Context: an optimization exercise on an open-source flow, tuned for small area. The choices shown serve that exercise and are no tape-out recipe. In this exercise RTL edits were held to simulation tests only and were not proved equivalent to the original.

--- design/flow/run.sh ---
#!/bin/bash
# synth_recipe.tcl (not shown) runs the flow's synth.tcl, then flattens the netlist and writes it again
# the make line also repeats each setting of config.mk as NAME=value (left out here)
make -C /OpenROAD-flow-scripts/flow DESIGN_CONFIG=/design/flow/config.mk WORK_HOME=/design/flow/orfs CLKGATE_MAP_FILE= SYNTH_SCRIPT=/design/flow/synth_recipe.tcl finish
--- design/flow/design.v ---
`timescale 1ns / 1ps
module scaler(
	input i_clk, i_rst,
	input [15:0] i_xdata, i_ydata, i_zdata,
	output reg [23:0] o_xdata_scaled, o_ydata_scaled, o_zdata_scaled
	);
    localparam [19:0] SCALER = 20'b0000_0000_0100_0001_1001;           
    localparam [15:0] X_OFFS = 16'hffd8;
    localparam [15:0] Y_OFFS = 16'h0000;
    localparam [15:0] Z_OFFS = 16'hfcf0;
	reg [15:0] r_xdata_abs, r_ydata_abs, r_zdata_abs;
	wire signed [15:0] w_zdata_offs_corrected, w_ydata_offs_corrected, w_xdata_offs_corrected;
	assign w_zdata_offs_corrected = i_zdata - Z_OFFS;
	assign w_ydata_offs_corrected = i_ydata - Y_OFFS;
	assign w_xdata_offs_corrected = i_xdata - X_OFFS;
	always @(posedge i_clk) begin
		if(i_rst) begin
			r_xdata_abs <= 0;
			r_ydata_abs <= 0;
			r_zdata_abs <= 0;
		end
		else begin
			if(w_xdata_offs_corrected < 0) begin
				r_xdata_abs <= w_xdata_offs_corrected * (-1);
			end
			else begin
				r_xdata_abs <= w_xdata_offs_corrected;
			end
			if(w_ydata_offs_corrected < 0) begin
				r_ydata_abs <= w_ydata_offs_corrected * (-1);
			end
			else begin
				r_ydata_abs <= w_ydata_offs_corrected;
			end	
			if(w_zdata_offs_corrected < 0) begin
				r_zdata_abs <= w_zdata_offs_corrected * (-1);
			end
			else begin
				r_zdata_abs <= w_zdata_offs_corrected;
			end		
		end
	end
	always @(posedge i_clk) begin
		if(i_rst) begin
			o_xdata_scaled <= 0;
			o_ydata_scaled <= 0;
			o_zdata_scaled <= 0;
		end
		else begin
			o_xdata_scaled <= (r_xdata_abs) * SCALER;
			o_ydata_scaled <= (r_ydata_abs) * SCALER;
			o_zdata_scaled <= (r_zdata_abs) * SCALER;		
		end
	end
endmodule
`timescale 1ns / 1ps
module pga #(parameter PGA_THRESHOLD = 24'h100000)(
	input i_clk, i_rst, i_accept,
	input [23:0] i_xdata_scaled, i_ydata_scaled, i_zdata_scaled,
	output o_pga_alarm
	);
	reg r_pga_alarm;
	assign o_pga_alarm = r_pga_alarm;
	always @(posedge i_clk) begin
		if(i_rst) begin
			r_pga_alarm <= 0;
		end
		else if((i_xdata_scaled > PGA_THRESHOLD) | (i_ydata_scaled > PGA_THRESHOLD) | (i_zdata_scaled > PGA_THRESHOLD)) begin
			r_pga_alarm <= 1;
		end
		else begin
			r_pga_alarm <= 0;
		end
	end
endmodule
`timescale 1ns / 1ps
module cav #(parameter CAV_THRESHOLD = 56'h0001_0000000000, RECORD_TIME = 50, TICK_HALF = 50000)(
	input i_clk, i_rst, i_accept,
	input [23:0] i_xdata_scaled, i_ydata_scaled, i_zdata_scaled,
	output o_cav_alarm
	);
	localparam TIMESCALE = 20'b0000_0000_0100_0001_1001; 
	reg r_cav_alarm;
	reg [$clog2(100000)-1 : 0] r_clk_cnt;
	reg [35:0] r_xdata_acc, r_ydata_acc, r_zdata_acc;
	reg [55:0] r_xdata_intg, r_ydata_intg, r_zdata_intg;
	wire w_tick_1k;
	assign o_cav_alarm = r_cav_alarm;
	clk_1k #(.HALF(TICK_HALF)) du0(i_clk, i_rst, w_tick_1k);
	always @(posedge i_clk) begin
		if(i_rst) begin
			r_xdata_intg <= 0;
			r_ydata_intg <= 0;
			r_zdata_intg <= 0;
			r_cav_alarm <= 0;
		end
		else begin
			r_xdata_intg <= r_xdata_acc * TIMESCALE;
			r_ydata_intg <= r_ydata_acc * TIMESCALE;
			r_zdata_intg <= r_zdata_acc * TIMESCALE;	
			if((r_xdata_intg > CAV_THRESHOLD) | (r_ydata_intg > CAV_THRESHOLD) | (r_zdata_intg > CAV_THRESHOLD)) begin
				r_cav_alarm <= 1;
			end
			else begin
				r_cav_alarm <= 0;
			end
		end
	end
	always @(posedge i_clk) begin
		if(i_rst) begin
			r_xdata_acc <= 0;
			r_ydata_acc <= 0;
			r_zdata_acc <= 0;
			r_clk_cnt <= 0;
		end
		else if(w_tick_1k) begin
			if((r_clk_cnt < (RECORD_TIME*1000))) begin             
				r_xdata_acc <= r_xdata_acc + i_xdata_scaled;
				r_ydata_acc <= r_ydata_acc + i_ydata_scaled;
				r_zdata_acc <= r_zdata_acc + i_zdata_scaled;
				r_clk_cnt <= r_clk_cnt + 1;			
			end
			else begin
				r_xdata_acc <= 0;
				r_ydata_acc <= 0;
				r_zdata_acc <= 0;
				r_clk_cnt <= 0;				
			end
		end
	end
endmodule	
`timescale 1ns / 1ps
module wbcav #(parameter WBCAV_THRESHOLD = 56'h0001_0000000000, WINDOW_SIZE = 16, WINDOW_THRESHOLD = 20'h06666, TICK_HALF = 50000)  
	(
	input i_clk, i_rst, i_accept,
	input [23:0] i_xdata_scaled, i_ydata_scaled, i_zdata_scaled,
	output o_wbcav_alarm
	);
	localparam TIMESCALE = 20'b0000_0000_0100_0001_1001;
	localparam RECORD_TIME = 1;                            
	reg r_wbcav_alarm, r_x_win_valid, r_y_win_valid, r_z_win_valid;
	reg [$clog2(1000)-1 : 0] r_clk_cnt;
	reg [35:0] r_xdata_acc_1, r_ydata_acc_1, r_zdata_acc_1;
	reg [35:0] r_xdata_acc [WINDOW_SIZE-1 : 0], r_ydata_acc [WINDOW_SIZE-1 : 0], r_zdata_acc [WINDOW_SIZE-1 : 0];
	reg [35:0] r_xdata_win_sum, r_ydata_win_sum, r_zdata_win_sum;  
	reg [55:0] r_xdata_intg, r_ydata_intg, r_zdata_intg;
	wire w_tick_1k;
	integer i;
	assign o_wbcav_alarm = r_wbcav_alarm;
	clk_1k #(.HALF(TICK_HALF)) du1(i_clk, i_rst, w_tick_1k);
	always @(posedge i_clk) begin
		if(i_rst) begin
			r_xdata_win_sum <= 0;
			r_ydata_win_sum <= 0;
			r_zdata_win_sum <= 0;
			r_xdata_intg <= 0;
			r_ydata_intg <= 0;
			r_zdata_intg <= 0;
			r_wbcav_alarm <= 0;
		end
		else begin
			r_xdata_win_sum <= r_xdata_acc[0] + r_xdata_acc[1] + r_xdata_acc[2] + r_xdata_acc[3] + r_xdata_acc[4] + r_xdata_acc[5] + r_xdata_acc[6] + r_xdata_acc[7] + r_xdata_acc[8] + r_xdata_acc[9] + r_xdata_acc[10] + r_xdata_acc[11] + r_xdata_acc[12] + r_xdata_acc[13] + r_xdata_acc[14] + r_xdata_acc[15];
			r_ydata_win_sum <= r_ydata_acc[0] + r_ydata_acc[1] + r_ydata_acc[2] + r_ydata_acc[3] + r_ydata_acc[4] + r_ydata_acc[5] + r_ydata_acc[6] + r_ydata_acc[7] + r_ydata_acc[8] + r_ydata_acc[9] + r_ydata_acc[10] + r_ydata_acc[11] + r_ydata_acc[12] + r_ydata_acc[13] + r_ydata_acc[14] + r_ydata_acc[15];
			r_zdata_win_sum <= r_zdata_acc[0] + r_zdata_acc[1] + r_zdata_acc[2] + r_zdata_acc[3] + r_zdata_acc[4] + r_zdata_acc[5] + r_zdata_acc[6] + r_zdata_acc[7] + r_zdata_acc[8] + r_zdata_acc[9] + r_zdata_acc[10] + r_zdata_acc[11] + r_zdata_acc[12] + r_zdata_acc[13] + r_zdata_acc[14] + r_zdata_acc[15];
			r_xdata_intg <= r_xdata_win_sum * TIMESCALE;
			r_ydata_intg <= r_ydata_win_sum * TIMESCALE;
			r_zdata_intg <= r_zdata_win_sum * TIMESCALE;
			if((r_xdata_intg > WBCAV_THRESHOLD) | (r_ydata_intg > WBCAV_THRESHOLD) | (r_zdata_intg > WBCAV_THRESHOLD)) begin
				r_wbcav_alarm <= 1;
			end
			else begin
				r_wbcav_alarm <= 0;
			end
		end
	end
	always @(posedge i_clk) begin
		if(i_rst) begin
			r_xdata_acc_1 <= 0;
			r_ydata_acc_1 <= 0;
			r_zdata_acc_1 <= 0;
			r_clk_cnt <= 0;
			r_x_win_valid <= 0;
			r_y_win_valid <= 0;
			r_z_win_valid <= 0;
			for(i = 0; i < WINDOW_SIZE; i = i + 1) begin
				r_xdata_acc[i] <= 0;
				r_ydata_acc[i] <= 0;
				r_zdata_acc[i] <= 0;
			end
		end
		else if(w_tick_1k) begin
			if(r_clk_cnt < (RECORD_TIME*1000)) begin
				r_xdata_acc_1 <= r_xdata_acc_1 + i_xdata_scaled;
				r_ydata_acc_1 <= r_ydata_acc_1 + i_ydata_scaled;
				r_zdata_acc_1 <= r_zdata_acc_1 + i_zdata_scaled;
				r_clk_cnt <= r_clk_cnt + 1;
				if (i_xdata_scaled > WINDOW_THRESHOLD) begin
					r_x_win_valid <= 1;
				end
				else begin
					r_x_win_valid <= r_x_win_valid;
				end
				if (i_ydata_scaled > WINDOW_THRESHOLD) begin
					r_y_win_valid <= 1;
				end
				else begin
					r_y_win_valid <= r_y_win_valid;
				end
				if (i_zdata_scaled > WINDOW_THRESHOLD) begin
					r_z_win_valid <= 1;
				end
				else begin
					r_z_win_valid <= r_z_win_valid;
				end
			end
			else begin
				r_xdata_acc_1 <= 0;
				r_ydata_acc_1 <= 0;
				r_zdata_acc_1 <= 0;
				r_clk_cnt <= 0;
				if(r_x_win_valid) begin
					for(i = 1; i < WINDOW_SIZE; i = i + 1) begin
						r_xdata_acc[i] <= r_xdata_acc[i-1];
					end
					r_xdata_acc[0] <= r_xdata_acc_1;
					r_x_win_valid <= 0;				
				end
				else begin
					for(i = 1; i < WINDOW_SIZE; i = i + 1) begin
						r_xdata_acc[i] <= r_xdata_acc[i-1];
					end
					r_xdata_acc[0] <= 0;
				end
				if(r_y_win_valid) begin
					for(i = 1; i < WINDOW_SIZE; i = i + 1) begin
						r_ydata_acc[i] <= r_ydata_acc[i-1];
					end
					r_ydata_acc[0] <= r_ydata_acc_1;
					r_y_win_valid <= 0;				
				end
				else begin
					for(i = 1; i < WINDOW_SIZE; i = i + 1) begin
						r_ydata_acc[i] <= r_ydata_acc[i-1];
					end
					r_ydata_acc[0] <= 0;
				end
				if(r_z_win_valid) begin
					for(i = 1; i < WINDOW_SIZE; i = i + 1) begin
						r_zdata_acc[i] <= r_zdata_acc[i-1];
					end
					r_zdata_acc[0] <= r_zdata_acc_1;
					r_z_win_valid <= 0;				
				end
				else begin
					for(i = 1; i < WINDOW_SIZE; i = i + 1) begin
						r_zdata_acc[i] <= r_zdata_acc[i-1];
					end
					r_zdata_acc[0] <= 0;
				end
			end
		end
	end
endmodule
module clk_1k #(parameter HALF = 50000)(
    input i_clk, i_rst,
    output o_tick
    );
    reg [$clog2(50000)-1 : 0] cnt;
    reg r_clk;
    assign o_tick = (cnt == HALF-1) & ~r_clk;
    always @(posedge i_clk) begin
            if(i_rst) begin
                r_clk <= 0;
                cnt <= 0;
            end
            else if(cnt == HALF-1) begin
                r_clk <= ~r_clk;
                cnt <= 0;
            end
            else begin
                cnt <= cnt + 1;
                r_clk <= r_clk;
            end          
    end
endmodule
`timescale 1ns / 1ps
module adxl_config #(parameter SCLK_HALF = 2, TICK_HALF = 100)(
	input i_clk, i_rst, i_miso, i_start_config, i_accept,
	input [1:0] i_sel,
	output o_mosi, o_sclk, o_cs_n, o_alarm_pga, o_alarm_wbcav, o_alarm_cav, 
	output reg [23:0] o_leds
	);
	localparam [7:0] WR_CMD = 8'h0A;
	localparam [7:0] WR_ADDR = 8'h20;
	localparam [7:0] THRESH_ACT_L = 8'h00;
	localparam [7:0] THRESH_ACT_H = 8'h00;
	localparam [7:0] TIME_ACT = 8'h00;
	localparam [7:0] THRESH_INACT_L = 8'h00;
	localparam [7:0] THRESH_INACT_H = 8'h00;
	localparam [7:0] TIME_INACT_L = 8'h00;
	localparam [7:0] TIME_INACT_H = 8'h00;
	localparam [7:0] ACT_INACT_CTL = 8'h00;
	localparam [7:0] FIFO_CONTROL = 8'h00;
	localparam [7:0] FIFO_SAMPLES = 8'h80;
	localparam [7:0] INTMAP1 = 8'h00;
	localparam [7:0] INTMAP2 = 8'h00;
	localparam [7:0] FILTER_CTL = 8'h17;
	localparam [7:0] POWER_CTL = 8'h22;
	localparam [7:0] RD_CMD = 8'h0B;
	localparam [7:0] RD_ADDR = 8'h0E;
	localparam [127:0] WR_DATA_TOTAL = {WR_CMD, WR_ADDR, THRESH_ACT_L, 
	                                    THRESH_ACT_H, TIME_ACT, 
                                        THRESH_INACT_L, THRESH_INACT_H, 
                                        TIME_INACT_L, TIME_INACT_H, 
                                        ACT_INACT_CTL, FIFO_CONTROL, 
                                        FIFO_SAMPLES, INTMAP1, INTMAP2,
                                        FILTER_CTL, POWER_CTL};                                        
	localparam [15:0] RD_DATA_TOTAL = {RD_CMD, RD_ADDR};
	localparam CFG_CNT = 256*SCLK_HALF + 1;
	localparam RD_IDLE = 20*SCLK_HALF;
	localparam RD_END  = 180*SCLK_HALF;
	reg r_cs_n, r_mosi, r_config_comp, r_rd_cycle_fin;
	reg [$clog2(100000)-1 : 0] r_clk_cnt, r_clk_cnt_1;
	reg [$clog2(1000)-1 : 0] r_neged_cnt;
	reg [$clog2(1000)-1 : 0] r_posed_cnt;
	reg [15:0] r_xdata, r_ydata, r_zdata;
	reg [0:79] r_mem;
	wire w_sclk, w_sclk_rise, w_sclk_fall;
	wire [23:0] w_xdata_scaled, w_ydata_scaled, w_zdata_scaled;
	assign o_cs_n = r_cs_n;
	assign o_mosi = r_mosi;
	assign o_sclk = w_sclk;
	spi_clk #(.HALF(SCLK_HALF)) du0(i_clk, i_rst, r_cs_n, w_sclk, w_sclk_rise, w_sclk_fall);
	scaler 	du1(i_clk, i_rst, r_xdata, r_ydata, r_zdata, w_xdata_scaled, w_ydata_scaled, w_zdata_scaled);
	pga 	du3(i_clk, i_rst, i_accept, w_xdata_scaled, w_ydata_scaled, w_zdata_scaled, o_alarm_pga);
	wbcav #(.TICK_HALF(TICK_HALF)) du4(i_clk, i_rst, i_accept, w_xdata_scaled, w_ydata_scaled, w_zdata_scaled, o_alarm_wbcav);
	cav   #(.TICK_HALF(TICK_HALF)) du5(i_clk, i_rst, i_accept, w_xdata_scaled, w_ydata_scaled, w_zdata_scaled, o_alarm_cav);
    always @(*) begin
        case(i_sel)
            2'b00: o_leds = w_xdata_scaled;
            2'b01: o_leds = w_ydata_scaled;
            2'b10: o_leds = w_zdata_scaled;
            default: o_leds = 24'hF0F0F0;
        endcase
    end
	always @(posedge i_clk) begin
		if(i_rst) begin
			r_cs_n <= 1;
			r_config_comp <= 0;
			r_clk_cnt <= 0;
			r_clk_cnt_1 <= 0;
			r_xdata <= 0;
			r_ydata <= 0;
			r_zdata <= 0;
		end
		else begin
			if(i_start_config) begin
				if((r_clk_cnt < CFG_CNT) & ~(r_config_comp)) begin              
					r_cs_n <= 0;
					r_clk_cnt <= r_clk_cnt + 1;
				end
				else begin
				    r_config_comp <= 1;
				    if(r_clk_cnt_1 < RD_IDLE) begin
				        r_clk_cnt_1 <= r_clk_cnt_1 + 1;
					    r_cs_n <= 1;
					end
					else if(r_clk_cnt_1 < RD_END) begin
					    r_cs_n <= 0;
					    r_clk_cnt_1 <= r_clk_cnt_1 + 1;
					end
					else begin
					    r_cs_n <= 1;
					    r_clk_cnt_1 <= 0;
					end				
				end				
			end
			else begin
	            r_cs_n <= 1;
			end
			if(r_rd_cycle_fin) begin
		       r_xdata <= {r_mem[24:31], r_mem[16:23]};
		       r_ydata <= {r_mem[40:47], r_mem[32:39]};
		       r_zdata <= {r_mem[56:63], r_mem[48:55]};
		    end
		    else begin
		       r_xdata <= r_xdata;
		       r_ydata <= r_ydata;
		       r_zdata <= r_zdata;	       
		    end
		end
	end
	always @(posedge i_clk) begin
	   if(~i_rst & w_sclk_rise & r_config_comp & (r_posed_cnt < 79)) begin
	       r_mem[r_posed_cnt] <= i_miso;
	   end
	end
	always @(posedge i_clk) begin
	   if(i_rst) begin
	       r_posed_cnt <= 0;
	       r_rd_cycle_fin <= 0;
	   end
	   else if(w_sclk_rise) begin
		   if(r_config_comp) begin	       
		       if(r_posed_cnt < 79) begin
		           r_posed_cnt <= r_posed_cnt + 1;
		           r_rd_cycle_fin <= 0;
		       end
		       else begin
		           r_posed_cnt <= 0;
		           r_rd_cycle_fin <= 1;
		       end
		   end
		   else begin
		       r_posed_cnt <= 0;
		       r_rd_cycle_fin <= 0;
		   end
	   end
	end
	always @(posedge i_clk) begin
		if(i_rst) begin
			r_mosi <= WR_DATA_TOTAL[127];
			r_neged_cnt <= 0;
		end
		else if(w_sclk_fall) begin
			if(~r_config_comp) begin
				if(r_neged_cnt < 127) begin
					r_mosi <= WR_DATA_TOTAL[126-r_neged_cnt];
					r_neged_cnt <= r_neged_cnt + 1;
				end
				else begin
					r_mosi <= RD_DATA_TOTAL[15];
					r_neged_cnt <= 0;
				end
			end
			else begin
	            if(r_neged_cnt < 15) begin
	                r_mosi <= RD_DATA_TOTAL[14-r_neged_cnt];
	                r_neged_cnt <= r_neged_cnt + 1;
	            end
	            else if(r_neged_cnt < 79) begin
	                r_mosi <= 0;
	                r_neged_cnt <= r_neged_cnt + 1;
	            end
	            else begin
	                r_neged_cnt <= 0;
	            end
			end
		end
	end
endmodule
module spi_clk #(parameter HALF = 50)(
	input i_clk, input i_rst, input i_cs_n, 
	output o_sclk, output o_rise, output o_fall
	);
	reg r_sclk;
	reg [$clog2(50)-1 : 0]r_clk_cnt;
	assign o_sclk = r_sclk;
	assign o_rise = ~i_cs_n & (r_clk_cnt == HALF-1) & ~r_sclk;
	assign o_fall = r_sclk & (i_cs_n | (r_clk_cnt == HALF-1));
	always @(posedge i_clk) begin
		if(i_rst) begin
			r_sclk <= 0;
			r_clk_cnt <= 0;
		end
		else if(~i_cs_n) begin
			if(r_clk_cnt == HALF-1) begin
				r_clk_cnt <= 0;
				r_sclk <= ~r_sclk;
			end
			else begin
				r_clk_cnt <= r_clk_cnt + 1;
			end
		end
		else begin
			r_sclk <= 0;
			r_clk_cnt <= 0;
		end
	end
endmodule
--- design/flow/config.mk ---
export PLATFORM = sky130hd
export DESIGN_NAME = adxl_config
export DESIGN_NICKNAME = adxl_config
export VERILOG_FILES = /design/flow/design.v
export SDC_FILE = /design/flow/constraint.sdc
export NUM_CORES = 4
export LEC_CHECK = 0
export CAP_MARGIN = 20
export CORE_MARGIN = 2
export CORE_UTILIZATION = 40
export SLEW_MARGIN = 20
--- design/flow/constraint.sdc ---
create_clock -name core_clock -period 10.0 [get_ports {i_clk}]
set_input_delay 2.0000 -clock core_clock [delete_from_list [all_inputs] [get_ports {i_clk}]]
set_output_delay 2.0000 -clock core_clock [all_outputs]
set_load 0.01 [all_outputs]
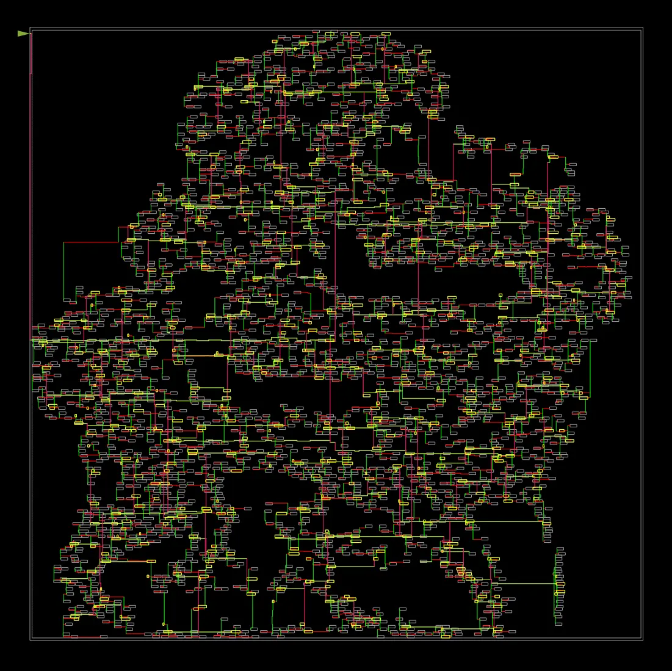
(images/clocks.png)
cts bufs inserted: 319
FFs & Latches: 2682
clkbuf count: 452
skew final: 82.3 ps

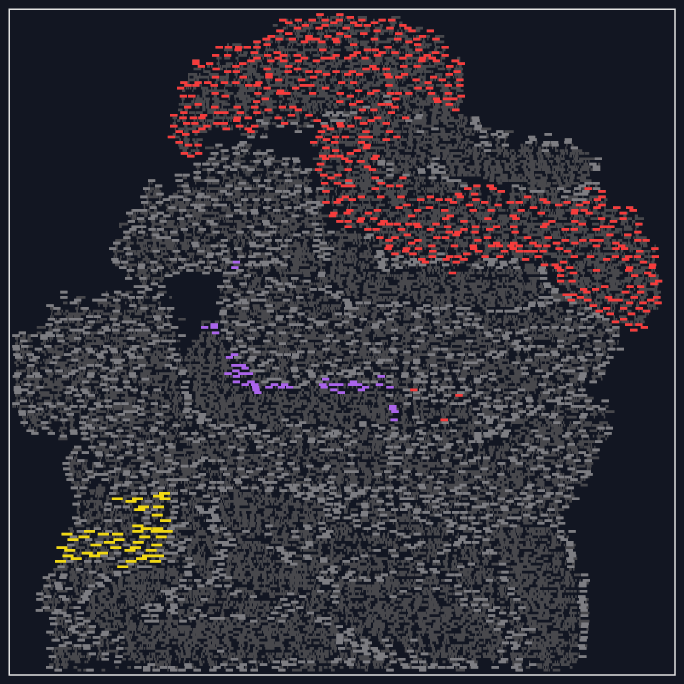
(images/flops_by_reg.png)
Scale: 1 px per um. Other sequential cells in the stronger gray, the rest of the logic in the fainter gray.
Key: du4.r_zdata_intg = purple [sequential cells 47, where middle]; du4.r_ydata_acc = red [sequential cells 576]; r_mem = yellow [sequential cells 48, where bottom left]

==> impl_results.md <==
- Run status: complete, no violations
- Setup crit end: du4.r_zdata_win_sum[31]
- Vias in the first global route: about 120k
- Data buffer area share: 0.640%
- Crit path kind: reg -> reg
- Hold Path Origin: du4.r_xdata_acc[1][12]
- Final-report hold violation count: 0
- Setup-failing EPs final: 0
- Tightest Hold Check Type: reg -> reg
- Worst hold slack: 408 ps
- Reg2reg start: du4.r_zdata_acc[3][10]
- Invs w/o clock: between 2000 and 2500
- Post-CTS Setup Bufs: 0
- Clock-pin slew on the worst setup and hold paths: roughly 60 ps
- Max-cap viol count: 0
- Post-synth EDFFs: 48
- Grt total ovfl: 0
- Cells after synthesis: about 19000
- Crit path max-delay cell type: a2111oi_1
- CTS max path bufs: 4
- Nonclk buf count: between 100 and 150
- Register area: 54200 um2
- Most common cell in the synthesized netlist: nand2_1
- Clk tree area frac: 5.81%
- I/O Buffers: 35
- DP Area: about 180000 um2
- DRT met1 WL: about 190 mm
- Crit-path cells: inv_1 -> fa_1 -> inv_1 -> fa_1 -> fa_1 -> inv_1 -> fa_1 -> fa_1 -> fa_1 -> inv_1 -> ha_1 -> a21oi_1 -> o211ai_1 -> a211oi_1 -> o41ai_2 -> a2111oi_1 -> o31a_1 -> o21ai_1 -> a41o_1 -> a21oi_1 -> xor2_1 -> nor2_1
- Arr. time, crit path: between 8000 and 9000 ps
- Hpwl dp: between 200 and 300 mm
- Met2 Routed Length: 173 mm
- Post-place setup slack: 2320 ps
- Synth cell count leaders: 3744 x nand2_1, 2634 x dfxtp_1, 2238 x inv_1
- GPL Wtd Cong: around 0.86
- Die Height: approximately 660 um
- Startpoint types: register
- Grt met1 use: between 20% and 30%
- Syn Nets: approximately 23000
- GR peak layer: met2
- Cell repeated most along the worst path: fa_1
- Buf/Inv on CP: 4
- Worst Tran Pin Value: about 1300 ps
- Final nets: about 22000
- Die Width: between 600 and 700 um
- Top sig layer: met5
- Share of the synthesized area in the top cell type: between 30 and 40%
- Routed Wire Length: 387 mm
- Stages on worst setup path: 22
- CTS HTree Levels: 5
- Synth area leader: dfxtp_1
- Starting Density: between 40% and 50%
- FF+latch count, synth: 2682
- Fill count: 42200
- Initial antenna violation count: 14
- Layout area overhead: 9.47%
- Row count: between 200 and 250
- # Taps: 5734
- IO Count: 37
- Grt met2 use: between 20% and 30%
- Final Util: between 40% and 50%
- FF-to-FF End: du4.r_zdata_win_sum[31]
- CTS tree: yes
- Post-CTS sizing: 0
- Slew Viols, Final: 0
- Max Clock Freq: 128 MHz
- Min Tclk post-route: 7820 ps
- Largest net degree at the start of global routing: 229
- Via density: 4.95
- Final ANT Viol Nets: 0
- Design area: between 150000 and 200000 um2
- First-pass GRT wire length: about 640 mm
- CP max FO: 5
- Die area: between 400000 and 500000 um2
- Reg2reg path depth: 22
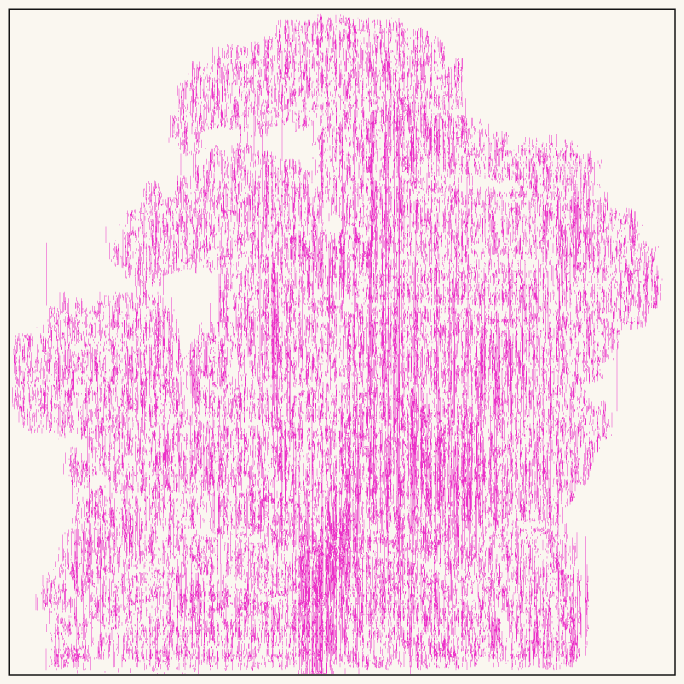
(images/layer_met2.png)
Scale: 1 px per um.
The layer carries 173 mm of wire. 17433 nets have wire on it. The wires run mostly vertical. The layer holds 45% of the routed length. The longest straight run is 249 um.

## placed cells by master, fill, tap and decap left out, drive strengths merged, types with 66 or more instances in the layout
master and instances:
nor2 952, a22oi 66, nand4 73, nor2b 136, fa 1872, nand2 3744, o21a 66, ha 1648
dfxtp 2634, and3 89, a21oi 2049, nand2b 69, clkbuf 452, nand3 183, buf 88, a211oi 72
nor4 106, xor2 350, nor3 135, xnor2 369, clkinv 74, inv 2250, a21o 232, o21ai 421
## flip-flops by register name, indices dropped and copies added, names as in the netlist, 47 cells and up
signal / flops
du4.r_ydata_intg: 47
du4.r_zdata_acc: 576
du4.r_ydata_acc: 576
r_mem: 48
du5.r_zdata_intg: 47
du4.r_xdata_intg: 47
du4.r_zdata_intg: 47
du5.r_ydata_intg: 47
du4.r_xdata_acc: 576
du5.r_xdata_intg: 47
## cell families (layout without fill, tap and decap cells)
group	after synthesis	in the layout	share of synthesized area, %
AND/OR/NAND/NOR	5685	5685	13.5
adder cells (fa/ha/maj)	3520	3520	33.3
AO/OA/AOI/OAI	3341	3341	11.1
buffers and inverters	2981	2936	6.61
flip-flops	2682	2682	31.1
XOR/XNOR	719	719	3.61
multiplexers	128	128	0.780
other	0	14	0

## port drivers added, routing unchanged
How much do the figures lean on ideal ports? The routed layout below was timed once more, with nothing changed but the port constraints. Step 1: set_driving_cell puts a clkbuf_16 on i_clk and a buf_2 on each other input, an assumption about the parent block. Step 2 moves the port delays by t, midway between the first and last clock arrival at a register: inputs arrive t later, outputs are due t later. That takes back most of the time a late clock gives input paths. a / b / c = no drivers / after step 1 / after step 2; a / b = the first two.
shift t [ns]: 1.011
setup slack, ns: 2.183 / 2.183 / 2.183
hold slack, ns: 0.408 / 0.408 / 0.408
latest minus earliest clock arrival (ns): 0.087 / 0.088
After both steps setup and hold are still met in this run. For this run, drivers alone change the setup slack by 0.000 ns; drivers and shift together by 0.000 ns.
